What follows belongs to an exercise in optimizing a design on an open flow for small area, a short achievable clock period and few clock cycles; a production flow would make more cautious choices. The RTL was checked by simulation tests, not by an equivalence proof against the original design.

**flow/run.sh**
```bash
#!/bin/bash
# synth_recipe.tcl (not shown) runs the flow's synth.tcl, then flattens the netlist and writes it again
# the make line also repeats each setting of config.mk as NAME=value (left out here)
make -C /OpenROAD-flow-scripts/flow DESIGN_CONFIG=/design/flow/config.mk WORK_HOME=/design/flow/orfs CLKGATE_MAP_FILE= SYNTH_SCRIPT=/design/flow/synth_recipe.tcl finish
```
**flow/config.mk**
```make
export PLATFORM = sky130hd
export DESIGN_NAME = top
export DESIGN_NICKNAME = top
export VERILOG_FILES = /design/flow/design.v
export SDC_FILE = /design/flow/constraint.sdc
export NUM_CORES = 4
export LEC_CHECK = 0
export CAP_MARGIN = 20
export CORE_MARGIN = 2
export CORE_UTILIZATION = 40
export SETUP_SLACK_MARGIN = 5
export SLEW_MARGIN = 20
```
**flow/constraint.sdc**
```tcl
create_clock -name core_clock -period 10.0 [get_ports {clk}]
set_input_delay 2.0000 -clock core_clock [delete_from_list [all_inputs] [get_ports {clk}]]
set_output_delay 2.0000 -clock core_clock [all_outputs]
set_load 0.01 [all_outputs]
```
**flow/design.v**
```verilog
module delay #(parameter W = 16) (
    clk, in, out
);
    input clk;
    input [W-1:0] in;
    output reg [W-1:0] out;
    always @(posedge clk) begin
        out <= in;
    end
endmodule
module PE (
    clk, en, clr, init, one, two, neg, x15, B, S_out, C_out
);
    input clk;
    input en;                
    input clr;               
    input [32:0] init;       
    input [7:0] one, two, neg;   
    input x15;               
    input [15:0] B;
    output [32:0] S_out;     
    output [32:0] C_out;
    reg [32:0] acc_s, acc_c;
    wire pp0_0 = (one[0] & B[0]) ^ neg[0];
    wire pp0_1 = ((one[0] & B[1]) | (two[0] & B[0])) ^ neg[0];
    wire pp0_2 = ((one[0] & B[2]) | (two[0] & B[1])) ^ neg[0];
    wire pp0_3 = ((one[0] & B[3]) | (two[0] & B[2])) ^ neg[0];
    wire pp0_4 = ((one[0] & B[4]) | (two[0] & B[3])) ^ neg[0];
    wire pp0_5 = ((one[0] & B[5]) | (two[0] & B[4])) ^ neg[0];
    wire pp0_6 = ((one[0] & B[6]) | (two[0] & B[5])) ^ neg[0];
    wire pp0_7 = ((one[0] & B[7]) | (two[0] & B[6])) ^ neg[0];
    wire pp0_8 = ((one[0] & B[8]) | (two[0] & B[7])) ^ neg[0];
    wire pp0_9 = ((one[0] & B[9]) | (two[0] & B[8])) ^ neg[0];
    wire pp0_10 = ((one[0] & B[10]) | (two[0] & B[9])) ^ neg[0];
    wire pp0_11 = ((one[0] & B[11]) | (two[0] & B[10])) ^ neg[0];
    wire pp0_12 = ((one[0] & B[12]) | (two[0] & B[11])) ^ neg[0];
    wire pp0_13 = ((one[0] & B[13]) | (two[0] & B[12])) ^ neg[0];
    wire pp0_14 = ((one[0] & B[14]) | (two[0] & B[13])) ^ neg[0];
    wire pp0_15 = ((one[0] & B[15]) | (two[0] & B[14])) ^ neg[0];
    wire pp0_16 = (two[0] & B[15]) ^ neg[0];
    wire nneg0 = ~neg[0];
    wire pp1_0 = (one[1] & B[0]) ^ neg[1];
    wire pp1_1 = ((one[1] & B[1]) | (two[1] & B[0])) ^ neg[1];
    wire pp1_2 = ((one[1] & B[2]) | (two[1] & B[1])) ^ neg[1];
    wire pp1_3 = ((one[1] & B[3]) | (two[1] & B[2])) ^ neg[1];
    wire pp1_4 = ((one[1] & B[4]) | (two[1] & B[3])) ^ neg[1];
    wire pp1_5 = ((one[1] & B[5]) | (two[1] & B[4])) ^ neg[1];
    wire pp1_6 = ((one[1] & B[6]) | (two[1] & B[5])) ^ neg[1];
    wire pp1_7 = ((one[1] & B[7]) | (two[1] & B[6])) ^ neg[1];
    wire pp1_8 = ((one[1] & B[8]) | (two[1] & B[7])) ^ neg[1];
    wire pp1_9 = ((one[1] & B[9]) | (two[1] & B[8])) ^ neg[1];
    wire pp1_10 = ((one[1] & B[10]) | (two[1] & B[9])) ^ neg[1];
    wire pp1_11 = ((one[1] & B[11]) | (two[1] & B[10])) ^ neg[1];
    wire pp1_12 = ((one[1] & B[12]) | (two[1] & B[11])) ^ neg[1];
    wire pp1_13 = ((one[1] & B[13]) | (two[1] & B[12])) ^ neg[1];
    wire pp1_14 = ((one[1] & B[14]) | (two[1] & B[13])) ^ neg[1];
    wire pp1_15 = ((one[1] & B[15]) | (two[1] & B[14])) ^ neg[1];
    wire pp1_16 = (two[1] & B[15]) ^ neg[1];
    wire nneg1 = ~neg[1];
    wire pp2_0 = (one[2] & B[0]) ^ neg[2];
    wire pp2_1 = ((one[2] & B[1]) | (two[2] & B[0])) ^ neg[2];
    wire pp2_2 = ((one[2] & B[2]) | (two[2] & B[1])) ^ neg[2];
    wire pp2_3 = ((one[2] & B[3]) | (two[2] & B[2])) ^ neg[2];
    wire pp2_4 = ((one[2] & B[4]) | (two[2] & B[3])) ^ neg[2];
    wire pp2_5 = ((one[2] & B[5]) | (two[2] & B[4])) ^ neg[2];
    wire pp2_6 = ((one[2] & B[6]) | (two[2] & B[5])) ^ neg[2];
    wire pp2_7 = ((one[2] & B[7]) | (two[2] & B[6])) ^ neg[2];
    wire pp2_8 = ((one[2] & B[8]) | (two[2] & B[7])) ^ neg[2];
    wire pp2_9 = ((one[2] & B[9]) | (two[2] & B[8])) ^ neg[2];
    wire pp2_10 = ((one[2] & B[10]) | (two[2] & B[9])) ^ neg[2];
    wire pp2_11 = ((one[2] & B[11]) | (two[2] & B[10])) ^ neg[2];
    wire pp2_12 = ((one[2] & B[12]) | (two[2] & B[11])) ^ neg[2];
    wire pp2_13 = ((one[2] & B[13]) | (two[2] & B[12])) ^ neg[2];
    wire pp2_14 = ((one[2] & B[14]) | (two[2] & B[13])) ^ neg[2];
    wire pp2_15 = ((one[2] & B[15]) | (two[2] & B[14])) ^ neg[2];
    wire pp2_16 = (two[2] & B[15]) ^ neg[2];
    wire nneg2 = ~neg[2];
    wire pp3_0 = (one[3] & B[0]) ^ neg[3];
    wire pp3_1 = ((one[3] & B[1]) | (two[3] & B[0])) ^ neg[3];
    wire pp3_2 = ((one[3] & B[2]) | (two[3] & B[1])) ^ neg[3];
    wire pp3_3 = ((one[3] & B[3]) | (two[3] & B[2])) ^ neg[3];
    wire pp3_4 = ((one[3] & B[4]) | (two[3] & B[3])) ^ neg[3];
    wire pp3_5 = ((one[3] & B[5]) | (two[3] & B[4])) ^ neg[3];
    wire pp3_6 = ((one[3] & B[6]) | (two[3] & B[5])) ^ neg[3];
    wire pp3_7 = ((one[3] & B[7]) | (two[3] & B[6])) ^ neg[3];
    wire pp3_8 = ((one[3] & B[8]) | (two[3] & B[7])) ^ neg[3];
    wire pp3_9 = ((one[3] & B[9]) | (two[3] & B[8])) ^ neg[3];
    wire pp3_10 = ((one[3] & B[10]) | (two[3] & B[9])) ^ neg[3];
    wire pp3_11 = ((one[3] & B[11]) | (two[3] & B[10])) ^ neg[3];
    wire pp3_12 = ((one[3] & B[12]) | (two[3] & B[11])) ^ neg[3];
    wire pp3_13 = ((one[3] & B[13]) | (two[3] & B[12])) ^ neg[3];
    wire pp3_14 = ((one[3] & B[14]) | (two[3] & B[13])) ^ neg[3];
    wire pp3_15 = ((one[3] & B[15]) | (two[3] & B[14])) ^ neg[3];
    wire pp3_16 = (two[3] & B[15]) ^ neg[3];
    wire nneg3 = ~neg[3];
    wire pp4_0 = (one[4] & B[0]) ^ neg[4];
    wire pp4_1 = ((one[4] & B[1]) | (two[4] & B[0])) ^ neg[4];
    wire pp4_2 = ((one[4] & B[2]) | (two[4] & B[1])) ^ neg[4];
    wire pp4_3 = ((one[4] & B[3]) | (two[4] & B[2])) ^ neg[4];
    wire pp4_4 = ((one[4] & B[4]) | (two[4] & B[3])) ^ neg[4];
    wire pp4_5 = ((one[4] & B[5]) | (two[4] & B[4])) ^ neg[4];
    wire pp4_6 = ((one[4] & B[6]) | (two[4] & B[5])) ^ neg[4];
    wire pp4_7 = ((one[4] & B[7]) | (two[4] & B[6])) ^ neg[4];
    wire pp4_8 = ((one[4] & B[8]) | (two[4] & B[7])) ^ neg[4];
    wire pp4_9 = ((one[4] & B[9]) | (two[4] & B[8])) ^ neg[4];
    wire pp4_10 = ((one[4] & B[10]) | (two[4] & B[9])) ^ neg[4];
    wire pp4_11 = ((one[4] & B[11]) | (two[4] & B[10])) ^ neg[4];
    wire pp4_12 = ((one[4] & B[12]) | (two[4] & B[11])) ^ neg[4];
    wire pp4_13 = ((one[4] & B[13]) | (two[4] & B[12])) ^ neg[4];
    wire pp4_14 = ((one[4] & B[14]) | (two[4] & B[13])) ^ neg[4];
    wire pp4_15 = ((one[4] & B[15]) | (two[4] & B[14])) ^ neg[4];
    wire pp4_16 = (two[4] & B[15]) ^ neg[4];
    wire nneg4 = ~neg[4];
    wire pp5_0 = (one[5] & B[0]) ^ neg[5];
    wire pp5_1 = ((one[5] & B[1]) | (two[5] & B[0])) ^ neg[5];
    wire pp5_2 = ((one[5] & B[2]) | (two[5] & B[1])) ^ neg[5];
    wire pp5_3 = ((one[5] & B[3]) | (two[5] & B[2])) ^ neg[5];
    wire pp5_4 = ((one[5] & B[4]) | (two[5] & B[3])) ^ neg[5];
    wire pp5_5 = ((one[5] & B[5]) | (two[5] & B[4])) ^ neg[5];
    wire pp5_6 = ((one[5] & B[6]) | (two[5] & B[5])) ^ neg[5];
    wire pp5_7 = ((one[5] & B[7]) | (two[5] & B[6])) ^ neg[5];
    wire pp5_8 = ((one[5] & B[8]) | (two[5] & B[7])) ^ neg[5];
    wire pp5_9 = ((one[5] & B[9]) | (two[5] & B[8])) ^ neg[5];
    wire pp5_10 = ((one[5] & B[10]) | (two[5] & B[9])) ^ neg[5];
    wire pp5_11 = ((one[5] & B[11]) | (two[5] & B[10])) ^ neg[5];
    wire pp5_12 = ((one[5] & B[12]) | (two[5] & B[11])) ^ neg[5];
    wire pp5_13 = ((one[5] & B[13]) | (two[5] & B[12])) ^ neg[5];
    wire pp5_14 = ((one[5] & B[14]) | (two[5] & B[13])) ^ neg[5];
    wire pp5_15 = ((one[5] & B[15]) | (two[5] & B[14])) ^ neg[5];
    wire pp5_16 = (two[5] & B[15]) ^ neg[5];
    wire nneg5 = ~neg[5];
    wire pp6_0 = (one[6] & B[0]) ^ neg[6];
    wire pp6_1 = ((one[6] & B[1]) | (two[6] & B[0])) ^ neg[6];
    wire pp6_2 = ((one[6] & B[2]) | (two[6] & B[1])) ^ neg[6];
    wire pp6_3 = ((one[6] & B[3]) | (two[6] & B[2])) ^ neg[6];
    wire pp6_4 = ((one[6] & B[4]) | (two[6] & B[3])) ^ neg[6];
    wire pp6_5 = ((one[6] & B[5]) | (two[6] & B[4])) ^ neg[6];
    wire pp6_6 = ((one[6] & B[6]) | (two[6] & B[5])) ^ neg[6];
    wire pp6_7 = ((one[6] & B[7]) | (two[6] & B[6])) ^ neg[6];
    wire pp6_8 = ((one[6] & B[8]) | (two[6] & B[7])) ^ neg[6];
    wire pp6_9 = ((one[6] & B[9]) | (two[6] & B[8])) ^ neg[6];
    wire pp6_10 = ((one[6] & B[10]) | (two[6] & B[9])) ^ neg[6];
    wire pp6_11 = ((one[6] & B[11]) | (two[6] & B[10])) ^ neg[6];
    wire pp6_12 = ((one[6] & B[12]) | (two[6] & B[11])) ^ neg[6];
    wire pp6_13 = ((one[6] & B[13]) | (two[6] & B[12])) ^ neg[6];
    wire pp6_14 = ((one[6] & B[14]) | (two[6] & B[13])) ^ neg[6];
    wire pp6_15 = ((one[6] & B[15]) | (two[6] & B[14])) ^ neg[6];
    wire pp6_16 = (two[6] & B[15]) ^ neg[6];
    wire nneg6 = ~neg[6];
    wire pp7_0 = (one[7] & B[0]) ^ neg[7];
    wire pp7_1 = ((one[7] & B[1]) | (two[7] & B[0])) ^ neg[7];
    wire pp7_2 = ((one[7] & B[2]) | (two[7] & B[1])) ^ neg[7];
    wire pp7_3 = ((one[7] & B[3]) | (two[7] & B[2])) ^ neg[7];
    wire pp7_4 = ((one[7] & B[4]) | (two[7] & B[3])) ^ neg[7];
    wire pp7_5 = ((one[7] & B[5]) | (two[7] & B[4])) ^ neg[7];
    wire pp7_6 = ((one[7] & B[6]) | (two[7] & B[5])) ^ neg[7];
    wire pp7_7 = ((one[7] & B[7]) | (two[7] & B[6])) ^ neg[7];
    wire pp7_8 = ((one[7] & B[8]) | (two[7] & B[7])) ^ neg[7];
    wire pp7_9 = ((one[7] & B[9]) | (two[7] & B[8])) ^ neg[7];
    wire pp7_10 = ((one[7] & B[10]) | (two[7] & B[9])) ^ neg[7];
    wire pp7_11 = ((one[7] & B[11]) | (two[7] & B[10])) ^ neg[7];
    wire pp7_12 = ((one[7] & B[12]) | (two[7] & B[11])) ^ neg[7];
    wire pp7_13 = ((one[7] & B[13]) | (two[7] & B[12])) ^ neg[7];
    wire pp7_14 = ((one[7] & B[14]) | (two[7] & B[13])) ^ neg[7];
    wire pp7_15 = ((one[7] & B[15]) | (two[7] & B[14])) ^ neg[7];
    wire pp7_16 = (two[7] & B[15]) ^ neg[7];
    wire nneg7 = ~neg[7];
    wire pp8_0 = x15 & B[0];
    wire pp8_1 = x15 & B[1];
    wire pp8_2 = x15 & B[2];
    wire pp8_3 = x15 & B[3];
    wire pp8_4 = x15 & B[4];
    wire pp8_5 = x15 & B[5];
    wire pp8_6 = x15 & B[6];
    wire pp8_7 = x15 & B[7];
    wire pp8_8 = x15 & B[8];
    wire pp8_9 = x15 & B[9];
    wire pp8_10 = x15 & B[10];
    wire pp8_11 = x15 & B[11];
    wire pp8_12 = x15 & B[12];
    wire pp8_13 = x15 & B[13];
    wire pp8_14 = x15 & B[14];
    wire pp8_15 = x15 & B[15];
    wire s0 = acc_c[12] ^ acc_s[12];
    wire c0 = acc_c[12] & acc_s[12];
    wire s1 = acc_c[13] ^ acc_s[13];
    wire c1 = acc_c[13] & acc_s[13];
    wire s2 = acc_c[14] ^ acc_s[14] ^ neg[7];
    wire c2 = (acc_c[14] & acc_s[14]) | (acc_c[14] & neg[7]) | (acc_s[14] & neg[7]);
    wire s3 = pp0_14 ^ pp1_12;
    wire c3 = pp0_14 & pp1_12;
    wire s4 = acc_c[15] ^ acc_s[15] ^ pp0_15;
    wire c4 = (acc_c[15] & acc_s[15]) | (acc_c[15] & pp0_15) | (acc_s[15] & pp0_15);
    wire s5 = pp1_13 ^ pp2_11;
    wire c5 = pp1_13 & pp2_11;
    wire s6 = acc_c[16] ^ acc_s[16] ^ pp8_0;
    wire c6 = (acc_c[16] & acc_s[16]) | (acc_c[16] & pp8_0) | (acc_s[16] & pp8_0);
    wire s7 = pp0_16 ^ pp1_14 ^ pp2_12;
    wire c7 = (pp0_16 & pp1_14) | (pp0_16 & pp2_12) | (pp1_14 & pp2_12);
    wire s8 = acc_c[17] ^ acc_s[17] ^ nneg0;
    wire c8 = (acc_c[17] & acc_s[17]) | (acc_c[17] & nneg0) | (acc_s[17] & nneg0);
    wire s9 = pp8_1 ^ pp1_15 ^ pp2_13;
    wire c9 = (pp8_1 & pp1_15) | (pp8_1 & pp2_13) | (pp1_15 & pp2_13);
    wire s10 = acc_c[18] ^ acc_s[18] ^ pp8_2;
    wire c10 = (acc_c[18] & acc_s[18]) | (acc_c[18] & pp8_2) | (acc_s[18] & pp8_2);
    wire s11 = pp1_16 ^ pp2_14;
    wire c11 = pp1_16 & pp2_14;
    wire s12 = acc_c[19] ^ acc_s[19] ^ nneg1;
    wire c12 = (acc_c[19] & acc_s[19]) | (acc_c[19] & nneg1) | (acc_s[19] & nneg1);
    wire s13 = pp8_3 ^ pp2_15;
    wire c13 = pp8_3 & pp2_15;
    wire s14 = acc_c[20] ^ acc_s[20] ^ pp8_4;
    wire c14 = (acc_c[20] & acc_s[20]) | (acc_c[20] & pp8_4) | (acc_s[20] & pp8_4);
    wire s15 = acc_c[21] ^ acc_s[21];
    wire c15 = acc_c[21] & acc_s[21];
    wire s16 = acc_c[6] ^ acc_s[6];
    wire c16 = acc_c[6] & acc_s[6];
    wire s17 = acc_c[7] ^ acc_s[7];
    wire c17 = acc_c[7] & acc_s[7];
    wire s18 = acc_c[8] ^ acc_s[8] ^ neg[4];
    wire c18 = (acc_c[8] & acc_s[8]) | (acc_c[8] & neg[4]) | (acc_s[8] & neg[4]);
    wire s19 = pp0_8 ^ pp1_6;
    wire c19 = pp0_8 & pp1_6;
    wire s20 = acc_c[9] ^ acc_s[9] ^ pp0_9;
    wire c20 = (acc_c[9] & acc_s[9]) | (acc_c[9] & pp0_9) | (acc_s[9] & pp0_9);
    wire s21 = pp1_7 ^ pp2_5;
    wire c21 = pp1_7 & pp2_5;
    wire s22 = acc_c[10] ^ acc_s[10] ^ neg[5];
    wire c22 = (acc_c[10] & acc_s[10]) | (acc_c[10] & neg[5]) | (acc_s[10] & neg[5]);
    wire s23 = pp0_10 ^ pp1_8 ^ pp2_6;
    wire c23 = (pp0_10 & pp1_8) | (pp0_10 & pp2_6) | (pp1_8 & pp2_6);
    wire s24 = pp3_4 ^ pp4_2;
    wire c24 = pp3_4 & pp4_2;
    wire s25 = acc_c[11] ^ acc_s[11] ^ pp0_11;
    wire c25 = (acc_c[11] & acc_s[11]) | (acc_c[11] & pp0_11) | (acc_s[11] & pp0_11);
    wire s26 = pp1_9 ^ pp2_7 ^ pp3_5;
    wire c26 = (pp1_9 & pp2_7) | (pp1_9 & pp3_5) | (pp2_7 & pp3_5);
    wire s27 = pp4_3 ^ pp5_1;
    wire c27 = pp4_3 & pp5_1;
    wire s28 = neg[6] ^ s0 ^ pp0_12;
    wire c28 = (neg[6] & s0) | (neg[6] & pp0_12) | (s0 & pp0_12);
    wire s29 = pp1_10 ^ pp2_8 ^ pp3_6;
    wire c29 = (pp1_10 & pp2_8) | (pp1_10 & pp3_6) | (pp2_8 & pp3_6);
    wire s30 = pp4_4 ^ pp5_2 ^ pp6_0;
    wire c30 = (pp4_4 & pp5_2) | (pp4_4 & pp6_0) | (pp5_2 & pp6_0);
    wire s31 = c0 ^ s1 ^ pp0_13;
    wire c31 = (c0 & s1) | (c0 & pp0_13) | (s1 & pp0_13);
    wire s32 = pp1_11 ^ pp2_9 ^ pp3_7;
    wire c32 = (pp1_11 & pp2_9) | (pp1_11 & pp3_7) | (pp2_9 & pp3_7);
    wire s33 = pp4_5 ^ pp5_3 ^ pp6_1;
    wire c33 = (pp4_5 & pp5_3) | (pp4_5 & pp6_1) | (pp5_3 & pp6_1);
    wire s34 = c1 ^ pp2_10 ^ pp3_8;
    wire c34 = (c1 & pp2_10) | (c1 & pp3_8) | (pp2_10 & pp3_8);
    wire s35 = pp4_6 ^ pp5_4 ^ pp6_2;
    wire c35 = (pp4_6 & pp5_4) | (pp4_6 & pp6_2) | (pp5_4 & pp6_2);
    wire s36 = pp7_0 ^ s2 ^ s3;
    wire c36 = (pp7_0 & s2) | (pp7_0 & s3) | (s2 & s3);
    wire s37 = pp3_9 ^ pp4_7 ^ pp5_5;
    wire c37 = (pp3_9 & pp4_7) | (pp3_9 & pp5_5) | (pp4_7 & pp5_5);
    wire s38 = pp6_3 ^ pp7_1 ^ c2;
    wire c38 = (pp6_3 & pp7_1) | (pp6_3 & c2) | (pp7_1 & c2);
    wire s39 = c3 ^ s5 ^ s4;
    wire c39 = (c3 & s5) | (c3 & s4) | (s5 & s4);
    wire s40 = pp3_10 ^ pp4_8 ^ pp5_6;
    wire c40 = (pp3_10 & pp4_8) | (pp3_10 & pp5_6) | (pp4_8 & pp5_6);
    wire s41 = pp6_4 ^ pp7_2 ^ c5;
    wire c41 = (pp6_4 & pp7_2) | (pp6_4 & c5) | (pp7_2 & c5);
    wire s42 = s6 ^ c4 ^ s7;
    wire c42 = (s6 & c4) | (s6 & s7) | (c4 & s7);
    wire s43 = pp3_11 ^ pp4_9 ^ pp5_7;
    wire c43 = (pp3_11 & pp4_9) | (pp3_11 & pp5_7) | (pp4_9 & pp5_7);
    wire s44 = pp6_5 ^ pp7_3 ^ s8;
    wire c44 = (pp6_5 & pp7_3) | (pp6_5 & s8) | (pp7_3 & s8);
    wire s45 = c6 ^ c7 ^ s9;
    wire c45 = (c6 & c7) | (c6 & s9) | (c7 & s9);
    wire s46 = pp3_12 ^ pp4_10 ^ pp5_8;
    wire c46 = (pp3_12 & pp4_10) | (pp3_12 & pp5_8) | (pp4_10 & pp5_8);
    wire s47 = pp6_6 ^ pp7_4 ^ c8;
    wire c47 = (pp6_6 & pp7_4) | (pp6_6 & c8) | (pp7_4 & c8);
    wire s48 = s10 ^ s11 ^ c9;
    wire c48 = (s10 & s11) | (s10 & c9) | (s11 & c9);
    wire s49 = pp3_13 ^ pp4_11 ^ pp5_9;
    wire c49 = (pp3_13 & pp4_11) | (pp3_13 & pp5_9) | (pp4_11 & pp5_9);
    wire s50 = pp6_7 ^ pp7_5 ^ s12;
    wire c50 = (pp6_7 & pp7_5) | (pp6_7 & s12) | (pp7_5 & s12);
    wire s51 = c10 ^ c11 ^ s13;
    wire c51 = (c10 & c11) | (c10 & s13) | (c11 & s13);
    wire s52 = pp2_16 ^ pp3_14 ^ pp4_12;
    wire c52 = (pp2_16 & pp3_14) | (pp2_16 & pp4_12) | (pp3_14 & pp4_12);
    wire s53 = pp5_10 ^ pp6_8 ^ pp7_6;
    wire c53 = (pp5_10 & pp6_8) | (pp5_10 & pp7_6) | (pp6_8 & pp7_6);
    wire s54 = c12 ^ c13 ^ s14;
    wire c54 = (c12 & c13) | (c12 & s14) | (c13 & s14);
    wire s55 = nneg2 ^ pp8_5 ^ s15;
    wire c55 = (nneg2 & pp8_5) | (nneg2 & s15) | (pp8_5 & s15);
    wire s56 = pp3_15 ^ pp4_13 ^ pp5_11;
    wire c56 = (pp3_15 & pp4_13) | (pp3_15 & pp5_11) | (pp4_13 & pp5_11);
    wire s57 = pp6_9 ^ pp7_7 ^ c14;
    wire c57 = (pp6_9 & pp7_7) | (pp6_9 & c14) | (pp7_7 & c14);
    wire s58 = acc_c[22] ^ acc_s[22] ^ c15;
    wire c58 = (acc_c[22] & acc_s[22]) | (acc_c[22] & c15) | (acc_s[22] & c15);
    wire s59 = pp8_6 ^ pp3_16 ^ pp4_14;
    wire c59 = (pp8_6 & pp3_16) | (pp8_6 & pp4_14) | (pp3_16 & pp4_14);
    wire s60 = pp5_12 ^ pp6_10 ^ pp7_8;
    wire c60 = (pp5_12 & pp6_10) | (pp5_12 & pp7_8) | (pp6_10 & pp7_8);
    wire s61 = acc_c[23] ^ acc_s[23] ^ nneg3;
    wire c61 = (acc_c[23] & acc_s[23]) | (acc_c[23] & nneg3) | (acc_s[23] & nneg3);
    wire s62 = pp8_7 ^ pp4_15 ^ pp5_13;
    wire c62 = (pp8_7 & pp4_15) | (pp8_7 & pp5_13) | (pp4_15 & pp5_13);
    wire s63 = pp6_11 ^ pp7_9;
    wire c63 = pp6_11 & pp7_9;
    wire s64 = acc_c[24] ^ acc_s[24] ^ pp8_8;
    wire c64 = (acc_c[24] & acc_s[24]) | (acc_c[24] & pp8_8) | (acc_s[24] & pp8_8);
    wire s65 = pp4_16 ^ pp5_14 ^ pp6_12;
    wire c65 = (pp4_16 & pp5_14) | (pp4_16 & pp6_12) | (pp5_14 & pp6_12);
    wire s66 = acc_c[25] ^ acc_s[25] ^ nneg4;
    wire c66 = (acc_c[25] & acc_s[25]) | (acc_c[25] & nneg4) | (acc_s[25] & nneg4);
    wire s67 = pp8_9 ^ pp5_15;
    wire c67 = pp8_9 & pp5_15;
    wire s68 = acc_c[26] ^ acc_s[26] ^ pp8_10;
    wire c68 = (acc_c[26] & acc_s[26]) | (acc_c[26] & pp8_10) | (acc_s[26] & pp8_10);
    wire s69 = acc_c[27] ^ acc_s[27];
    wire c69 = acc_c[27] & acc_s[27];
    wire s70 = acc_c[2] ^ acc_s[2];
    wire c70 = acc_c[2] & acc_s[2];
    wire s71 = acc_c[3] ^ acc_s[3];
    wire c71 = acc_c[3] & acc_s[3];
    wire s72 = acc_c[4] ^ acc_s[4] ^ neg[2];
    wire c72 = (acc_c[4] & acc_s[4]) | (acc_c[4] & neg[2]) | (acc_s[4] & neg[2]);
    wire s73 = pp0_4 ^ pp1_2;
    wire c73 = pp0_4 & pp1_2;
    wire s74 = acc_c[5] ^ acc_s[5] ^ pp0_5;
    wire c74 = (acc_c[5] & acc_s[5]) | (acc_c[5] & pp0_5) | (acc_s[5] & pp0_5);
    wire s75 = pp1_3 ^ pp2_1;
    wire c75 = pp1_3 & pp2_1;
    wire s76 = neg[3] ^ s16 ^ pp0_6;
    wire c76 = (neg[3] & s16) | (neg[3] & pp0_6) | (s16 & pp0_6);
    wire s77 = pp1_4 ^ pp2_2 ^ pp3_0;
    wire c77 = (pp1_4 & pp2_2) | (pp1_4 & pp3_0) | (pp2_2 & pp3_0);
    wire s78 = c16 ^ s17 ^ pp0_7;
    wire c78 = (c16 & s17) | (c16 & pp0_7) | (s17 & pp0_7);
    wire s79 = pp1_5 ^ pp2_3 ^ pp3_1;
    wire c79 = (pp1_5 & pp2_3) | (pp1_5 & pp3_1) | (pp2_3 & pp3_1);
    wire s80 = c17 ^ pp2_4 ^ pp3_2;
    wire c80 = (c17 & pp2_4) | (c17 & pp3_2) | (pp2_4 & pp3_2);
    wire s81 = pp4_0 ^ s18 ^ s19;
    wire c81 = (pp4_0 & s18) | (pp4_0 & s19) | (s18 & s19);
    wire s82 = pp3_3 ^ pp4_1 ^ c18;
    wire c82 = (pp3_3 & pp4_1) | (pp3_3 & c18) | (pp4_1 & c18);
    wire s83 = c19 ^ s21 ^ s20;
    wire c83 = (c19 & s21) | (c19 & s20) | (s21 & s20);
    wire s84 = pp5_0 ^ s22 ^ c21;
    wire c84 = (pp5_0 & s22) | (pp5_0 & c21) | (s22 & c21);
    wire s85 = s24 ^ c20 ^ s23;
    wire c85 = (s24 & c20) | (s24 & s23) | (c20 & s23);
    wire s86 = c22 ^ c24 ^ s27;
    wire c86 = (c22 & c24) | (c22 & s27) | (c24 & s27);
    wire s87 = c23 ^ s25 ^ s26;
    wire c87 = (c23 & s25) | (c23 & s26) | (s25 & s26);
    wire s88 = c27 ^ c25 ^ c26;
    wire c88 = (c27 & c25) | (c27 & c26) | (c25 & c26);
    wire s89 = s28 ^ s29 ^ s30;
    wire c89 = (s28 & s29) | (s28 & s30) | (s29 & s30);
    wire s90 = c28 ^ c29 ^ c30;
    wire c90 = (c28 & c29) | (c28 & c30) | (c29 & c30);
    wire s91 = s31 ^ s32 ^ s33;
    wire c91 = (s31 & s32) | (s31 & s33) | (s32 & s33);
    wire s92 = c31 ^ c32 ^ c33;
    wire c92 = (c31 & c32) | (c31 & c33) | (c32 & c33);
    wire s93 = s34 ^ s35 ^ s36;
    wire c93 = (s34 & s35) | (s34 & s36) | (s35 & s36);
    wire s94 = c34 ^ c35 ^ s37;
    wire c94 = (c34 & c35) | (c34 & s37) | (c35 & s37);
    wire s95 = s38 ^ c36 ^ s39;
    wire c95 = (s38 & c36) | (s38 & s39) | (c36 & s39);
    wire s96 = c37 ^ s40 ^ c38;
    wire c96 = (c37 & s40) | (c37 & c38) | (s40 & c38);
    wire s97 = s41 ^ c39 ^ s42;
    wire c97 = (s41 & c39) | (s41 & s42) | (c39 & s42);
    wire s98 = c40 ^ s43 ^ c41;
    wire c98 = (c40 & s43) | (c40 & c41) | (s43 & c41);
    wire s99 = s44 ^ c42 ^ s45;
    wire c99 = (s44 & c42) | (s44 & s45) | (c42 & s45);
    wire s100 = c43 ^ s46 ^ s47;
    wire c100 = (c43 & s46) | (c43 & s47) | (s46 & s47);
    wire s101 = c44 ^ c45 ^ s48;
    wire c101 = (c44 & c45) | (c44 & s48) | (c45 & s48);
    wire s102 = c46 ^ s49 ^ c47;
    wire c102 = (c46 & s49) | (c46 & c47) | (s49 & c47);
    wire s103 = s50 ^ s51 ^ c48;
    wire c103 = (s50 & s51) | (s50 & c48) | (s51 & c48);
    wire s104 = c49 ^ s52 ^ s53;
    wire c104 = (c49 & s52) | (c49 & s53) | (s52 & s53);
    wire s105 = c50 ^ s54 ^ c51;
    wire c105 = (c50 & s54) | (c50 & c51) | (s54 & c51);
    wire s106 = s55 ^ c52 ^ c53;
    wire c106 = (s55 & c52) | (s55 & c53) | (c52 & c53);
    wire s107 = s56 ^ c54 ^ s57;
    wire c107 = (s56 & c54) | (s56 & s57) | (c54 & s57);
    wire s108 = s58 ^ c55 ^ c56;
    wire c108 = (s58 & c55) | (s58 & c56) | (c55 & c56);
    wire s109 = s59 ^ s60 ^ c57;
    wire c109 = (s59 & s60) | (s59 & c57) | (s60 & c57);
    wire s110 = c58 ^ s61 ^ s63;
    wire c110 = (c58 & s61) | (c58 & s63) | (s61 & s63);
    wire s111 = c59 ^ c60 ^ s62;
    wire c111 = (c59 & c60) | (c59 & s62) | (c60 & s62);
    wire s112 = pp7_10 ^ c61 ^ c63;
    wire c112 = (pp7_10 & c61) | (pp7_10 & c63) | (c61 & c63);
    wire s113 = s64 ^ c62 ^ s65;
    wire c113 = (s64 & c62) | (s64 & s65) | (c62 & s65);
    wire s114 = pp6_13 ^ pp7_11 ^ s66;
    wire c114 = (pp6_13 & pp7_11) | (pp6_13 & s66) | (pp7_11 & s66);
    wire s115 = c64 ^ s67 ^ c65;
    wire c115 = (c64 & s67) | (c64 & c65) | (s67 & c65);
    wire s116 = pp5_16 ^ pp6_14 ^ pp7_12;
    wire c116 = (pp5_16 & pp6_14) | (pp5_16 & pp7_12) | (pp6_14 & pp7_12);
    wire s117 = c66 ^ c67 ^ s68;
    wire c117 = (c66 & c67) | (c66 & s68) | (c67 & s68);
    wire s118 = nneg5 ^ pp8_11 ^ s69;
    wire c118 = (nneg5 & pp8_11) | (nneg5 & s69) | (pp8_11 & s69);
    wire s119 = pp6_15 ^ pp7_13 ^ c68;
    wire c119 = (pp6_15 & pp7_13) | (pp6_15 & c68) | (pp7_13 & c68);
    wire s120 = acc_c[28] ^ acc_s[28] ^ c69;
    wire c120 = (acc_c[28] & acc_s[28]) | (acc_c[28] & c69) | (acc_s[28] & c69);
    wire s121 = pp8_12 ^ pp6_16 ^ pp7_14;
    wire c121 = (pp8_12 & pp6_16) | (pp8_12 & pp7_14) | (pp6_16 & pp7_14);
    wire s122 = acc_c[29] ^ acc_s[29] ^ nneg6;
    wire c122 = (acc_c[29] & acc_s[29]) | (acc_c[29] & nneg6) | (acc_s[29] & nneg6);
    wire s123 = pp8_13 ^ pp7_15;
    wire c123 = pp8_13 & pp7_15;
    wire s124 = acc_c[30] ^ acc_s[30] ^ pp8_14;
    wire c124 = (acc_c[30] & acc_s[30]) | (acc_c[30] & pp8_14) | (acc_s[30] & pp8_14);
    wire s125 = acc_c[31] ^ acc_s[31];
    wire c125 = acc_c[31] & acc_s[31];
    wire s126 = acc_c[0] ^ acc_s[0];
    wire c126 = acc_c[0] & acc_s[0];
    wire s127 = acc_c[1] ^ acc_s[1];
    wire c127 = acc_c[1] & acc_s[1];
    wire s128 = neg[1] ^ s70 ^ pp0_2;
    wire c128 = (neg[1] & s70) | (neg[1] & pp0_2) | (s70 & pp0_2);
    wire s129 = c70 ^ s71 ^ pp0_3;
    wire c129 = (c70 & s71) | (c70 & pp0_3) | (s71 & pp0_3);
    wire s130 = c71 ^ pp2_0 ^ s72;
    wire c130 = (c71 & pp2_0) | (c71 & s72) | (pp2_0 & s72);
    wire s131 = c72 ^ c73 ^ s75;
    wire c131 = (c72 & c73) | (c72 & s75) | (c73 & s75);
    wire s132 = c75 ^ c74 ^ s76;
    wire c132 = (c75 & c74) | (c75 & s76) | (c74 & s76);
    wire s133 = c76 ^ c77 ^ s78;
    wire c133 = (c76 & c77) | (c76 & s78) | (c77 & s78);
    wire s134 = c78 ^ c79 ^ s80;
    wire c134 = (c78 & c79) | (c78 & s80) | (c79 & s80);
    wire s135 = c80 ^ s82 ^ c81;
    wire c135 = (c80 & s82) | (c80 & c81) | (s82 & c81);
    wire s136 = c82 ^ s84 ^ c83;
    wire c136 = (c82 & s84) | (c82 & c83) | (s84 & c83);
    wire s137 = c84 ^ s86 ^ c85;
    wire c137 = (c84 & s86) | (c84 & c85) | (s86 & c85);
    wire s138 = c86 ^ c87 ^ s88;
    wire c138 = (c86 & c87) | (c86 & s88) | (c87 & s88);
    wire s139 = c88 ^ c89 ^ s90;
    wire c139 = (c88 & c89) | (c88 & s90) | (c89 & s90);
    wire s140 = c90 ^ c91 ^ s92;
    wire c140 = (c90 & c91) | (c90 & s92) | (c91 & s92);
    wire s141 = c92 ^ s94 ^ c93;
    wire c141 = (c92 & s94) | (c92 & c93) | (s94 & c93);
    wire s142 = c94 ^ s96 ^ c95;
    wire c142 = (c94 & s96) | (c94 & c95) | (s96 & c95);
    wire s143 = c96 ^ s98 ^ c97;
    wire c143 = (c96 & s98) | (c96 & c97) | (s98 & c97);
    wire s144 = c98 ^ s100 ^ c99;
    wire c144 = (c98 & s100) | (c98 & c99) | (s100 & c99);
    wire s145 = s102 ^ c100 ^ c101;
    wire c145 = (s102 & c100) | (s102 & c101) | (c100 & c101);
    wire s146 = c102 ^ s104 ^ s105;
    wire c146 = (c102 & s104) | (c102 & s105) | (s104 & s105);
    wire s147 = c104 ^ s106 ^ c105;
    wire c147 = (c104 & s106) | (c104 & c105) | (s106 & c105);
    wire s148 = c106 ^ s108 ^ s109;
    wire c148 = (c106 & s108) | (c106 & s109) | (s108 & s109);
    wire s149 = s110 ^ c108 ^ s111;
    wire c149 = (s110 & c108) | (s110 & s111) | (c108 & s111);
    wire s150 = s112 ^ c110 ^ c111;
    wire c150 = (s112 & c110) | (s112 & c111) | (c110 & c111);
    wire s151 = c112 ^ s114 ^ c113;
    wire c151 = (c112 & s114) | (c112 & c113) | (s114 & c113);
    wire s152 = s116 ^ c114 ^ s117;
    wire c152 = (s116 & c114) | (s116 & s117) | (c114 & s117);
    wire s153 = s118 ^ c116 ^ c117;
    wire c153 = (s118 & c116) | (s118 & c117) | (c116 & c117);
    wire s154 = s120 ^ c118 ^ s121;
    wire c154 = (s120 & c118) | (s120 & s121) | (c118 & s121);
    wire s155 = c120 ^ s122 ^ s123;
    wire c155 = (c120 & s122) | (c120 & s123) | (s122 & s123);
    wire s156 = pp7_16 ^ c122 ^ c123;
    wire c156 = (pp7_16 & c122) | (pp7_16 & c123) | (c122 & c123);
    wire s157 = nneg7 ^ pp8_15 ^ s125;
    wire c157 = (nneg7 & pp8_15) | (nneg7 & s125) | (pp8_15 & s125);
    wire s158 = acc_c[32] ^ acc_s[32];
    wire c158 = acc_c[32] & acc_s[32];
    wire s159 = neg[0] ^ s126;
    wire c159 = neg[0] & s126;
    wire s160 = c126 ^ s127 ^ pp0_1;
    wire c160 = (c126 & s127) | (c126 & pp0_1) | (s127 & pp0_1);
    wire s161 = c127 ^ pp1_0 ^ s128;
    wire c161 = (c127 & pp1_0) | (c127 & s128) | (pp1_0 & s128);
    wire s162 = pp1_1 ^ c128 ^ s129;
    wire c162 = (pp1_1 & c128) | (pp1_1 & s129) | (c128 & s129);
    wire s163 = s73 ^ c129 ^ s130;
    wire c163 = (s73 & c129) | (s73 & s130) | (c129 & s130);
    wire s164 = s74 ^ c130 ^ s131;
    wire c164 = (s74 & c130) | (s74 & s131) | (c130 & s131);
    wire s165 = s77 ^ c131 ^ s132;
    wire c165 = (s77 & c131) | (s77 & s132) | (c131 & s132);
    wire s166 = s79 ^ c132 ^ s133;
    wire c166 = (s79 & c132) | (s79 & s133) | (c132 & s133);
    wire s167 = s81 ^ c133 ^ s134;
    wire c167 = (s81 & c133) | (s81 & s134) | (c133 & s134);
    wire s168 = c134 ^ s83 ^ s135;
    wire c168 = (c134 & s83) | (c134 & s135) | (s83 & s135);
    wire s169 = s85 ^ c135 ^ s136;
    wire c169 = (s85 & c135) | (s85 & s136) | (c135 & s136);
    wire s170 = s87 ^ c136 ^ s137;
    wire c170 = (s87 & c136) | (s87 & s137) | (c136 & s137);
    wire s171 = s89 ^ c137 ^ s138;
    wire c171 = (s89 & c137) | (s89 & s138) | (c137 & s138);
    wire s172 = s91 ^ c138 ^ s139;
    wire c172 = (s91 & c138) | (s91 & s139) | (c138 & s139);
    wire s173 = s93 ^ c139 ^ s140;
    wire c173 = (s93 & c139) | (s93 & s140) | (c139 & s140);
    wire s174 = c140 ^ s95 ^ s141;
    wire c174 = (c140 & s95) | (c140 & s141) | (s95 & s141);
    wire s175 = s97 ^ c141 ^ s142;
    wire c175 = (s97 & c141) | (s97 & s142) | (c141 & s142);
    wire s176 = s99 ^ c142 ^ s143;
    wire c176 = (s99 & c142) | (s99 & s143) | (c142 & s143);
    wire s177 = s101 ^ c143 ^ s144;
    wire c177 = (s101 & c143) | (s101 & s144) | (c143 & s144);
    wire s178 = s103 ^ c144 ^ s145;
    wire c178 = (s103 & c144) | (s103 & s145) | (c144 & s145);
    wire s179 = c103 ^ s146 ^ c145;
    wire c179 = (c103 & s146) | (c103 & c145) | (s146 & c145);
    wire s180 = s107 ^ c146 ^ s147;
    wire c180 = (s107 & c146) | (s107 & s147) | (c146 & s147);
    wire s181 = c107 ^ c147 ^ s148;
    wire c181 = (c107 & c147) | (c107 & s148) | (c147 & s148);
    wire s182 = c109 ^ s149 ^ c148;
    wire c182 = (c109 & s149) | (c109 & c148) | (s149 & c148);
    wire s183 = s113 ^ c149 ^ s150;
    wire c183 = (s113 & c149) | (s113 & s150) | (c149 & s150);
    wire s184 = s115 ^ c150 ^ s151;
    wire c184 = (s115 & c150) | (s115 & s151) | (c150 & s151);
    wire s185 = c115 ^ s152 ^ c151;
    wire c185 = (c115 & s152) | (c115 & c151) | (s152 & c151);
    wire s186 = s119 ^ s153 ^ c152;
    wire c186 = (s119 & s153) | (s119 & c152) | (s153 & c152);
    wire s187 = c119 ^ s154 ^ c153;
    wire c187 = (c119 & s154) | (c119 & c153) | (s154 & c153);
    wire s188 = c121 ^ s155 ^ c154;
    wire c188 = (c121 & s155) | (c121 & c154) | (s155 & c154);
    wire s189 = s124 ^ s156 ^ c155;
    wire c189 = (s124 & s156) | (s124 & c155) | (s156 & c155);
    wire s190 = c124 ^ s157 ^ c156;
    wire c190 = (c124 & s157) | (c124 & c156) | (s157 & c156);
    wire s191 = c125 ^ s158 ^ c157;
    wire c191 = (c125 & s158) | (c125 & c157) | (s158 & c157);
    wire [32:0] vs = {c190, c189, c188, c187, c186, c185, c184, c183, c182, c181, c180, c179, c178, c177, c176, c175, c174, c173, c172, c171, c170, c169, c168, c167, c166, c165, c164, c163, c162, c161, c160, c159, pp0_0};
    wire [32:0] vc = {s191, s190, s189, s188, s187, s186, s185, s184, s183, s182, s181, s180, s179, s178, s177, s176, s175, s174, s173, s172, s171, s170, s169, s168, s167, s166, s165, s164, s163, s162, s161, s160, s159};
    always @(posedge clk) begin
        if (clr) begin
            acc_s <= init;
            acc_c <= 33'd0;
        end else if (en) begin
            acc_s <= vs;
            acc_c <= vc;
        end
    end
    assign S_out = acc_s;
    assign C_out = acc_c;
endmodule
module array_mem_A (
    clk, w_en, write_addr, write_data,
    read_addr_0, read_data_0, read_addr_1, read_data_1,
    read_addr_2, read_data_2, read_addr_3, read_data_3
);
    input clk;
    input w_en;
    input [5:0] write_addr;
    input [15:0] write_data;
    input [3:0] read_addr_0;    
    input [4:0] read_addr_1;    
    input [5:0] read_addr_2;    
    input [5:0] read_addr_3;    
    output [15:0] read_data_0;
    output [15:0] read_data_1;
    output [15:0] read_data_2;
    output [15:0] read_data_3;
    reg [15:0] array_mem [63:0];
    always @(posedge clk) begin
        if (w_en)
            array_mem[write_addr] <= write_data;
    end
    assign read_data_0 = array_mem[{2'b00, read_addr_0}];
    assign read_data_1 = array_mem[{1'b0, read_addr_1}];
    assign read_data_2 = read_addr_2[5] ? array_mem[{2'b10, read_addr_2[3:0]}]
                                        : array_mem[{1'b0, read_addr_2[4:0]}];
    assign read_data_3 = array_mem[read_addr_3];
endmodule
module array_mem_B (
    clk, w_en, write_addr, write_data,
    read_addr_0, read_data_0, read_addr_1, read_data_1,
    read_addr_2, read_data_2, read_addr_3, read_data_3
);
    input clk;
    input w_en;
    input [5:0] write_addr;
    input [15:0] write_data;
    input [3:0] read_addr_0;    
    input [4:0] read_addr_1;    
    input [5:0] read_addr_2;    
    input [5:0] read_addr_3;    
    output [15:0] read_data_0;
    output [15:0] read_data_1;
    output [15:0] read_data_2;
    output [15:0] read_data_3;
    reg [15:0] array_mem [63:0];
    always @(posedge clk) begin
        if (w_en)
            array_mem[write_addr] <= write_data;
    end
    assign read_data_0 = array_mem[{2'b00, read_addr_0}];
    assign read_data_1 = array_mem[{1'b0, read_addr_1}];
    assign read_data_2 = read_addr_2[5] ? array_mem[{2'b10, read_addr_2[3:0]}]
                                        : array_mem[{1'b0, read_addr_2[4:0]}];
    assign read_data_3 = array_mem[read_addr_3];
endmodule
module output_mem (
    clk, read_addr, read_data,
    s00, s01, s02, s03, s10, s11, s12, s13, s20, s21, s22, s23, s30, s31, s32, s33,
    c00, c01, c02, c03, c10, c11, c12, c13, c20, c21, c22, c23, c30, c31, c32, c33
);
    input clk;
    input [3:0] read_addr;
    input [32:0] s00, s01, s02, s03, s10, s11, s12, s13, s20, s21, s22, s23, s30, s31, s32, s33;
    input [32:0] c00, c01, c02, c03, c10, c11, c12, c13, c20, c21, c22, c23, c30, c31, c32, c33;
    output [32:0] read_data;
    reg [32:0] sel_s, sel_c;
    wire [8:0] b0   = sel_s[7:0]   + sel_c[7:0];
    wire [8:0] b1_0 = sel_s[15:8]  + sel_c[15:8];
    wire [8:0] b1_1 = sel_s[15:8]  + sel_c[15:8]  + 9'd1;
    wire [8:0] b2_0 = sel_s[23:16] + sel_c[23:16];
    wire [8:0] b2_1 = sel_s[23:16] + sel_c[23:16] + 9'd1;
    wire [8:0] b3_0 = sel_s[31:24] + sel_c[31:24];
    wire [8:0] b3_1 = sel_s[31:24] + sel_c[31:24] + 9'd1;
    reg [7:0] r0, r1_0, r1_1, r2_0, r2_1, r3_0, r3_1;
    reg g0, g1, p1, g2, p2, g3, p3;    
    reg t4;                            
    wire cy8  = g0;
    wire cy16 = g1 | (p1 & cy8);
    wire cy24 = g2 | (p2 & cy16);
    wire cy32 = g3 | (p3 & cy24);
    always @(*) begin
        case (read_addr)
            4'd0:  begin sel_s = s00; sel_c = c00; end
            4'd1:  begin sel_s = s01; sel_c = c01; end
            4'd2:  begin sel_s = s02; sel_c = c02; end
            4'd3:  begin sel_s = s03; sel_c = c03; end
            4'd4:  begin sel_s = s10; sel_c = c10; end
            4'd5:  begin sel_s = s11; sel_c = c11; end
            4'd6:  begin sel_s = s12; sel_c = c12; end
            4'd7:  begin sel_s = s13; sel_c = c13; end
            4'd8:  begin sel_s = s20; sel_c = c20; end
            4'd9:  begin sel_s = s21; sel_c = c21; end
            4'd10: begin sel_s = s22; sel_c = c22; end
            4'd11: begin sel_s = s23; sel_c = c23; end
            4'd12: begin sel_s = s30; sel_c = c30; end
            4'd13: begin sel_s = s31; sel_c = c31; end
            4'd14: begin sel_s = s32; sel_c = c32; end
            default: begin sel_s = s33; sel_c = c33; end
        endcase
    end
    always @(posedge clk) begin
        r0 <= b0[7:0];   g0 <= b0[8];
        r1_0 <= b1_0[7:0]; g1 <= b1_0[8];
        r1_1 <= b1_1[7:0]; p1 <= b1_1[8];
        r2_0 <= b2_0[7:0]; g2 <= b2_0[8];
        r2_1 <= b2_1[7:0]; p2 <= b2_1[8];
        r3_0 <= b3_0[7:0]; g3 <= b3_0[8];
        r3_1 <= b3_1[7:0]; p3 <= b3_1[8];
        t4 <= sel_s[32] ^ sel_c[32];
    end
    assign read_data = {t4 ^ cy32, cy24 ? r3_1 : r3_0, cy16 ? r2_1 : r2_0, cy8 ? r1_1 : r1_0, r0};
endmodule
module controller (
    clk, rst, en, n, w_en_A, w_en_B, write_addr_A, write_addr_B, write_data_A, write_data_B, read_addr_C, read_data_C, done
);
    input clk;
    input rst;
    input en;         
    input [4:0] n;    
    input w_en_A;
    input w_en_B;
    input [5:0] write_addr_A, write_addr_B;
    input [15:0] write_data_A, write_data_B;
    input [3:0] read_addr_C;
    output reg done;
    output [32:0] read_data_C;
    reg busy;
    reg run;                  
    reg v1;                   
    reg clr;                  
    reg l1;                   
    reg [3:0] k;              
    reg [3:0] k_last;         
    reg [4:0] n_reg;
    reg [4:0] addr_1;         
    reg [5:0] addr_2;         
    reg [5:0] addr_3;         
    wire start = en & ~busy;
    function [24:0] booth;
        input [15:0] x;
        integer m;
        reg [16:0] xe;
        reg [7:0] o, t, g;
        begin
            xe = {x, 1'b0};
            for (m = 0; m < 8; m = m + 1) begin
                o[m] = xe[2*m+1] ^ xe[2*m];
                t[m] = (xe[2*m+2] & ~xe[2*m+1] & ~xe[2*m]) | (~xe[2*m+2] & xe[2*m+1] & xe[2*m]);
                g[m] = xe[2*m+2];
            end
            booth = {x[15], g, t, o};
        end
    endfunction
    wire [15:0] rA0, rA1, rA2, rA3;
    wire [15:0] rB0, rB1, rB2, rB3;
    array_mem_A mem_A(.clk(clk), .w_en(w_en_A), .write_addr(write_addr_A), .write_data(write_data_A),
        .read_addr_0(k), .read_data_0(rA0), .read_addr_1(addr_1), .read_data_1(rA1),
        .read_addr_2(addr_2), .read_data_2(rA2), .read_addr_3(addr_3), .read_data_3(rA3));
    array_mem_B mem_B(.clk(clk), .w_en(w_en_B), .write_addr(write_addr_B), .write_data(write_data_B),
        .read_addr_0(k), .read_data_0(rB0), .read_addr_1(addr_1), .read_data_1(rB1),
        .read_addr_2(addr_2), .read_data_2(rB2), .read_addr_3(addr_3), .read_data_3(rB3));
    wire [24:0] eA0, eA1, eA2, eA3;
    wire [15:0] b0, b1, b2, b3;
    delay #(25) dA0(.clk(clk), .in(booth(rA0)), .out(eA0));
    delay #(25) dA1(.clk(clk), .in(booth(rA1)), .out(eA1));
    delay #(25) dA2(.clk(clk), .in(booth(rA2)), .out(eA2));
    delay #(25) dA3(.clk(clk), .in(booth(rA3)), .out(eA3));
    delay #(16) dB0(.clk(clk), .in(rB0), .out(b0));
    delay #(16) dB1(.clk(clk), .in(rB1), .out(b1));
    delay #(16) dB2(.clk(clk), .in(rB2), .out(b2));
    delay #(16) dB3(.clk(clk), .in(rB3), .out(b3));
    wire [15:0] init_hi = 16'd0 - n_reg * 16'd21845;
    wire [32:0] init = {init_hi, 17'd0};
    wire [32:0] s00, s01, s02, s03;
    wire [32:0] s10, s11, s12, s13;
    wire [32:0] s20, s21, s22, s23;
    wire [32:0] s30, s31, s32, s33;
    wire [32:0] c00, c01, c02, c03;
    wire [32:0] c10, c11, c12, c13;
    wire [32:0] c20, c21, c22, c23;
    wire [32:0] c30, c31, c32, c33;
    PE pe00(.clk(clk), .en(v1), .clr(clr), .init(init), .one(eA0[7:0]), .two(eA0[15:8]), .neg(eA0[23:16]), .x15(eA0[24]), .B(b0), .S_out(s00), .C_out(c00));
    PE pe01(.clk(clk), .en(v1), .clr(clr), .init(init), .one(eA0[7:0]), .two(eA0[15:8]), .neg(eA0[23:16]), .x15(eA0[24]), .B(b1), .S_out(s01), .C_out(c01));
    PE pe02(.clk(clk), .en(v1), .clr(clr), .init(init), .one(eA0[7:0]), .two(eA0[15:8]), .neg(eA0[23:16]), .x15(eA0[24]), .B(b2), .S_out(s02), .C_out(c02));
    PE pe03(.clk(clk), .en(v1), .clr(clr), .init(init), .one(eA0[7:0]), .two(eA0[15:8]), .neg(eA0[23:16]), .x15(eA0[24]), .B(b3), .S_out(s03), .C_out(c03));
    PE pe10(.clk(clk), .en(v1), .clr(clr), .init(init), .one(eA1[7:0]), .two(eA1[15:8]), .neg(eA1[23:16]), .x15(eA1[24]), .B(b0), .S_out(s10), .C_out(c10));
    PE pe11(.clk(clk), .en(v1), .clr(clr), .init(init), .one(eA1[7:0]), .two(eA1[15:8]), .neg(eA1[23:16]), .x15(eA1[24]), .B(b1), .S_out(s11), .C_out(c11));
    PE pe12(.clk(clk), .en(v1), .clr(clr), .init(init), .one(eA1[7:0]), .two(eA1[15:8]), .neg(eA1[23:16]), .x15(eA1[24]), .B(b2), .S_out(s12), .C_out(c12));
    PE pe13(.clk(clk), .en(v1), .clr(clr), .init(init), .one(eA1[7:0]), .two(eA1[15:8]), .neg(eA1[23:16]), .x15(eA1[24]), .B(b3), .S_out(s13), .C_out(c13));
    PE pe20(.clk(clk), .en(v1), .clr(clr), .init(init), .one(eA2[7:0]), .two(eA2[15:8]), .neg(eA2[23:16]), .x15(eA2[24]), .B(b0), .S_out(s20), .C_out(c20));
    PE pe21(.clk(clk), .en(v1), .clr(clr), .init(init), .one(eA2[7:0]), .two(eA2[15:8]), .neg(eA2[23:16]), .x15(eA2[24]), .B(b1), .S_out(s21), .C_out(c21));
    PE pe22(.clk(clk), .en(v1), .clr(clr), .init(init), .one(eA2[7:0]), .two(eA2[15:8]), .neg(eA2[23:16]), .x15(eA2[24]), .B(b2), .S_out(s22), .C_out(c22));
    PE pe23(.clk(clk), .en(v1), .clr(clr), .init(init), .one(eA2[7:0]), .two(eA2[15:8]), .neg(eA2[23:16]), .x15(eA2[24]), .B(b3), .S_out(s23), .C_out(c23));
    PE pe30(.clk(clk), .en(v1), .clr(clr), .init(init), .one(eA3[7:0]), .two(eA3[15:8]), .neg(eA3[23:16]), .x15(eA3[24]), .B(b0), .S_out(s30), .C_out(c30));
    PE pe31(.clk(clk), .en(v1), .clr(clr), .init(init), .one(eA3[7:0]), .two(eA3[15:8]), .neg(eA3[23:16]), .x15(eA3[24]), .B(b1), .S_out(s31), .C_out(c31));
    PE pe32(.clk(clk), .en(v1), .clr(clr), .init(init), .one(eA3[7:0]), .two(eA3[15:8]), .neg(eA3[23:16]), .x15(eA3[24]), .B(b2), .S_out(s32), .C_out(c32));
    PE pe33(.clk(clk), .en(v1), .clr(clr), .init(init), .one(eA3[7:0]), .two(eA3[15:8]), .neg(eA3[23:16]), .x15(eA3[24]), .B(b3), .S_out(s33), .C_out(c33));
    output_mem mem_C(.clk(clk), .read_addr(read_addr_C), .read_data(read_data_C),
        .s00(s00), .s01(s01), .s02(s02), .s03(s03), .s10(s10), .s11(s11), .s12(s12), .s13(s13),
        .s20(s20), .s21(s21), .s22(s22), .s23(s23), .s30(s30), .s31(s31), .s32(s32), .s33(s33),
        .c00(c00), .c01(c01), .c02(c02), .c03(c03), .c10(c10), .c11(c11), .c12(c12), .c13(c13),
        .c20(c20), .c21(c21), .c22(c22), .c23(c23), .c30(c30), .c31(c31), .c32(c32), .c33(c33));
    always @(posedge clk) begin
        if (rst) begin
            busy <= 0;
            done <= 0;
            run <= 0;
            v1 <= 0;
        end else begin
            v1 <= run;
            if (start) begin
                busy <= 1;
                done <= 0;
                run <= 1;
            end else if (k == k_last) begin
                run <= 0;
            end
            if (v1 & l1) begin
                busy <= 0;
                done <= 1;
            end
        end
        if (start) begin
            k <= 4'd0;
            k_last <= n[3:0] - 4'd1;
            n_reg <= n;
            addr_1 <= n;
            addr_2 <= {n, 1'b0};
            addr_3 <= {n, 1'b0} + {1'b0, n};
        end else begin
            k <= k + 4'd1;
            addr_1 <= addr_1 + 5'd1;
            addr_2 <= addr_2 + 6'd1;
            addr_3 <= addr_3 + 6'd1;
        end
        clr <= start;
        l1 <= (k == k_last);
    end
endmodule
module top (
    input clk,
    input rst,
    input ap_start,
    input [4:0] n,
    input enA, enB,
    input [5:0] addrA, addrB,
    input [15:0] dataA, dataB,
    input [3:0] addrO,
    output [32:0] dataO,
    output wire ap_done
);
    controller CU(.clk(clk), .rst(rst), .en(ap_start), .n(n), .w_en_A(enA), .w_en_B(enB), .write_addr_A(addrA), .write_addr_B(addrB), .write_data_A(dataA), .write_data_B(dataB), .read_addr_C(addrO), .read_data_C(dataO), .done(ap_done));
endmodule
```
Signal routing as the flow saved it:
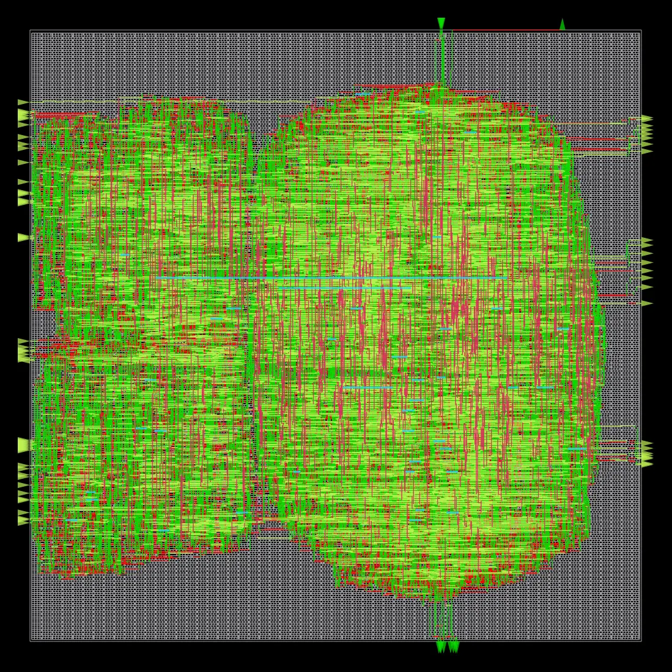
via count: 184000
M1 WL: 357000 microns
WL met2: 432000 microns

Where the registers sit:
Scale bar: 200 microns. Other sequential cells in the stronger gray, the rest of the logic in the fainter gray.
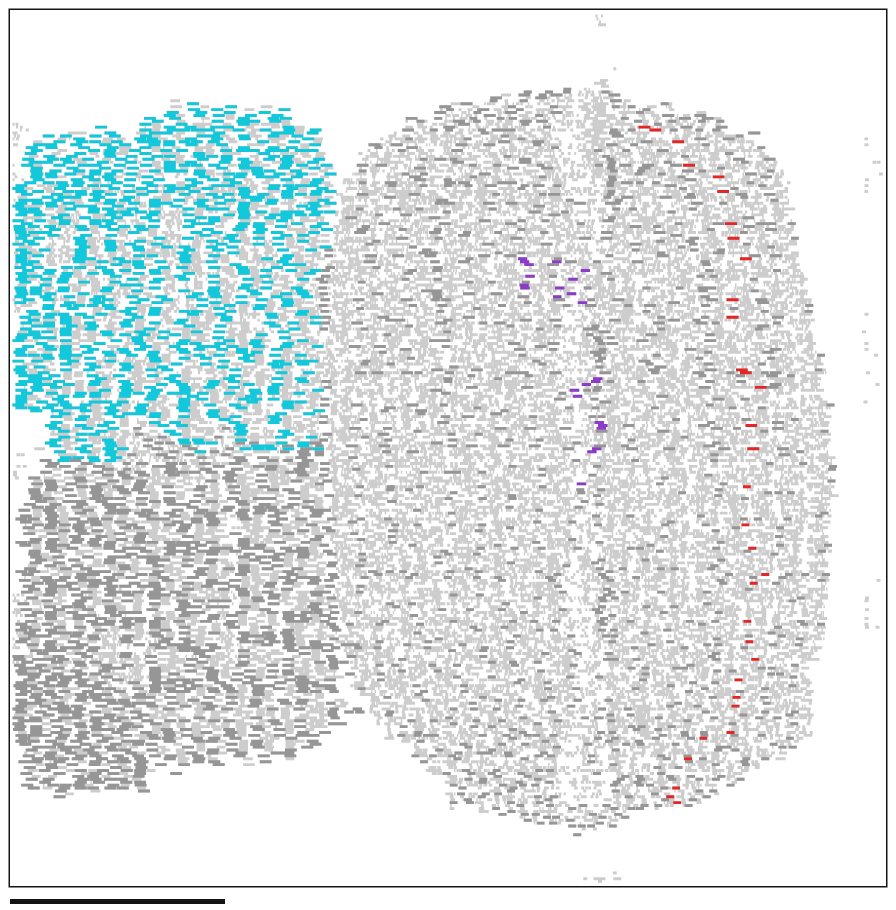
Cyan shows CU.mem_A.array_mem, flops 1024. Purple shows CU.dA0.out, flops 24. Red shows CU.pe31.acc_s, flops 33, where a column on the right.
Seq/total area: 31.9%
register area: 91100 sq um
Finished Core Util: 43.7%

Placement by cell class:
Scale bar: 200 microns.
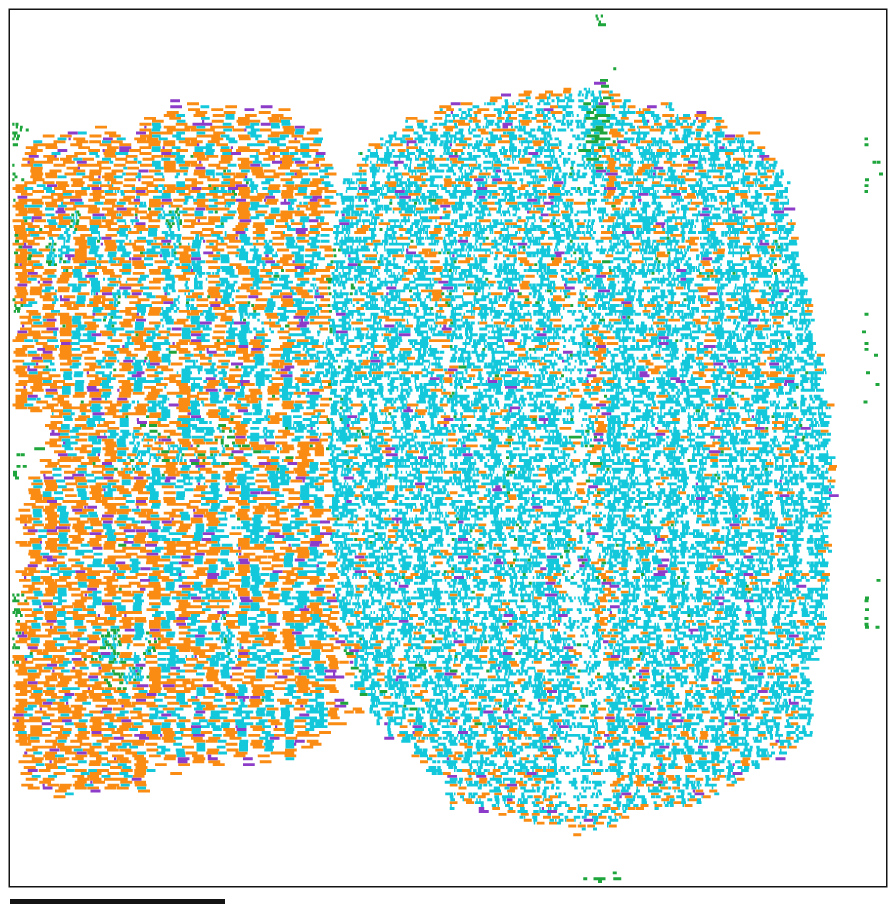
Green shows other buffers and delay cells, cells 557, share of their area 1.9%. Cyan shows all other logic, cells 15754, share of their area 60%. Orange shows flip-flops, cells 3364, share of their area 33%. Purple shows clock drivers and dummy loads, cells 711, share of their area 4.8%.
Core Footprint: 654000 sq um
design area: 286000 sq um
num rows: 297

Cell placement:
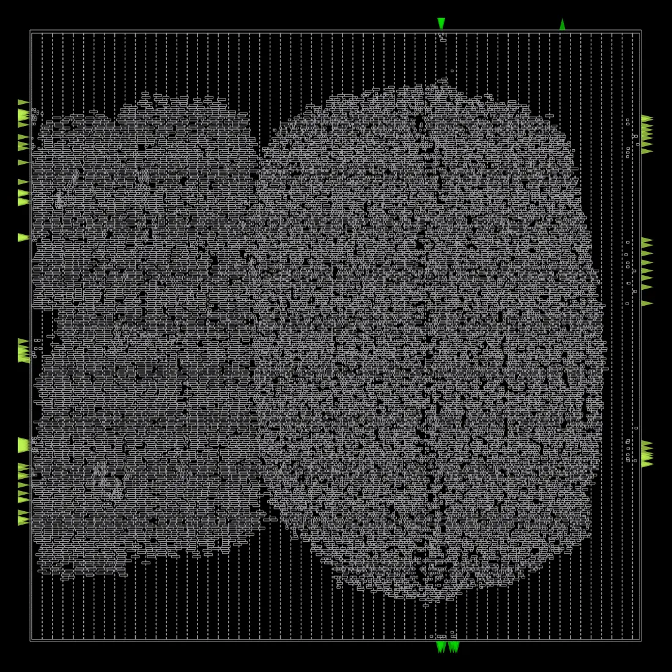
fillcell total: 59300
Finished Layout Cells: 29100
seq_cells: 3364
num tapcells: 8671

[cell families (layout without fill, tap and decap cells)]
group	Yosys count	count (layout)	synth area share (%)
buffers and inverters	4726	3971	6.95
adder cells (fa/ha/maj)	3093	3093	22.2
multiplexers	2455	2455	16.5
XOR/XNOR	2329	2329	7.76
AO/OA/AOI/OAI	3195	3195	8.89
AND/OR/NAND/NOR	1975	1979	3.22
other	0	41	0
flip-flops	3364	3364	34.4
[cell type report]
type                    instances  area share (%)
multi-input cells           13100            54.3
flip-flops and latches       3364            31.9
well taps                    8671            3.80
clock buffers                 483            3.61
inverters                    2703            3.56
repair buffers                557            1.78
clock inverters               228            1.00
diodes                         41          0.0359
[critical path: stages, from the launching register on]
cell and delay (ps):
dfxtp_4 630, buf_4 650, buf_6 540, a22oi_1 190, xor2_1 220, fa_1 520
inv_1 50, fa_1 450, fa_1 390, fa_1 520, fa_1 410, mux2i_1 150
nor2_1 60
[repair_timing]
action,CTS,global route
setup endpoints to repair,36,44
cloned,10,2
setup buffers,18,2
gates resized for setup,65,35
pin swaps,8,7
hold buffers,0,0
==> results.sh <==
export IMPL_holdWs_ps=410
export IMPL_ys_seq_elements=3364
export IMPL_place_inst=28300
export IMPL_synth_enable_flop_cells=2313
export IMPL_rsz0062_at_grt="true"
export IMPL_synth_nets=24300
export IMPL_largestRegisters="CU.mem_A.array_mem (1024), CU.mem_B.array_mem (1024)"
export IMPL_use_met2_pct=43.5
export IMPL_r2r_end="CU.pe22.acc_c[17]"
export IMPL_synth_distinct_cells=73
export IMPL_syn_instance_count=21100
export IMPL_ant_nets=0
export IMPL_dp_hpwl_microns=624000
export IMPL_synth_area_leaders="edfxtp_1, fa_1, mux4_2"
export IMPL_place_congestion=0.954
export IMPL_cap_violations=0
export IMPL_worst_slack_ps=5010
export IMPL_slew_headroom_pct=15.8
export IMPL_fin_crit_ps=4990
export IMPL_crit_type="flip-flop to flip-flop"
export IMPL_h_tree_depth=5
export IMPL_synth_most_common_cell="inv_1"
export IMPL_viasPerCell=6.33
export IMPL_crit_path_end_kind="flip-flop"
export IMPL_yosysSeqAreaShare_pct=34.4
export IMPL_grt_ovfl_total=0
export IMPL_path_clk_slew_ps=60
export IMPL_clock_latency_ps=1100
export IMPL_ys_top_cells_by_count="inv_1, fa_1, edfxtp_1, a22oi_1, mux4_2"
export IMPL_endpoint="CU.pe22.acc_c[17]"
export IMPL_path_max_fanout=33
export IMPL_finalClockSkew_ps=99.6
export IMPL_cts_buffers_inserted=383
export IMPL_yosysWarnings=7
export IMPL_cts_root_buf="clkbuf_16"
export IMPL_drtIter0Drc=23300
export IMPL_drt_total_wl_microns=1000000
export IMPL_grt_busiest_layer="met2"
export IMPL_r2r_cells=12
export IMPL_hold_path_class="flip-flop to flip-flop"
export IMPL_syn_cell_area_sq_um=263000
export IMPL_period_share_pct=49.9
export IMPL_initial_utilization_pct=40.2
export IMPL_min_path_cells=1
export IMPL_die_area_sq_um=664000
export IMPL_cts_tree="done"
export IMPL_die_w_microns=815
export IMPL_final_cell_mix="inv_1, fa_1, edfxtp_1"
export IMPL_wire_per_inst_microns=34.4
export IMPL_cts_sinks=3364
export IMPL_grt_pass1_wl_microns=1410000
export IMPL_cp_start_kind="flip-flop"
export IMPL_topRoutingLayerUsed="met5"
export IMPL_antenna_found_initial=88
export IMPL_cp_arrival_ps=5840
export IMPL_drv_slew=0
export IMPL_area_growth_pct=8.64
export IMPL_track_usage_pct=29.4
export IMPL_nets=23200
export IMPL_synth_top_area_share_pct=26.4
export IMPL_tns_ps=0
export IMPL_cp_required_ps=10850
export IMPL_multiInputGateArea_sq_um=155000
export IMPL_drive_above_1_share_pct=14.8
export IMPL_reg2reg_from="CU.dB2.out[11]"
export IMPL_min_delay_start="CU.run"
export IMPL_drc=0
export IMPL_finalSetupViolCount=0
export IMPL_startpoint="CU.dB2.out[11]"
export IMPL_io_pins=92
export IMPL_avgSynthCellArea_sq_um=12.4
export IMPL_grtUsageMet1_pct=36.6
export IMPL_clock_path_buffers=4
export IMPL_use_met3_pct=14.0
export IMPL_grt_pass1_vias=192000
export IMPL_final_hold_violation_count=0
export IMPL_rrSetupSlack_ps=5010
export IMPL_fmax_mhz=201
export IMPL_worst_slew_pin_slew_ps=1260
export IMPL_outcome="finished clean"
export IMPL_io_buffers=91
export IMPL_synth_top_area_cell="edfxtp_1"
export IMPL_synth_flop_cell="edfxtp_1"
export IMPL_die_height_microns=815
export IMPL_placed_area_sq_um=272000
export IMPL_dr_wl_met3_microns=158000
export IMPL_synthArstFlopShare_pct=0
export IMPL_min_to="CU.v1"
export IMPL_pre_cts_slack_ps=3340
export IMPL_dr_pass1_iters=9
export IMPL_layout_commonest_cell="inv_1"
export IMPL_grt_max_degree=158
Testbench counts, summed over its fixed seeds: cycles 2,719.

==> port drivers added, routing unchanged <==
How much do the figures lean on ideal ports? The routed layout below was timed once more, with nothing changed but the port constraints. Step 1 (the two cells are an assumption about what drives the block):
set clk [get_ports {clk}]
set_driving_cell -lib_cell sky130_fd_sc_hd__clkbuf_16 $clk
set_driving_cell -lib_cell sky130_fd_sc_hd__buf_2 [delete_from_list [all_inputs] $clk]
Step 2 moves the port delays by t, midway between the first and last clock arrival at a register: inputs arrive t later, outputs are due t later. That takes back most of the time a late clock gives input paths. Slacks: ideal / step 1 / step 2; pairs: ideal / step 1.
t (ns): 1.183
setup WS [ns]: 5.013 / 4.889 / 4.020
worst register clock-pin slew, ns: 0.08 / 0.08
After both steps this run still meets setup and hold. The setup slack of this run moves by -0.124 ns with the drivers and by -0.993 ns with both steps.
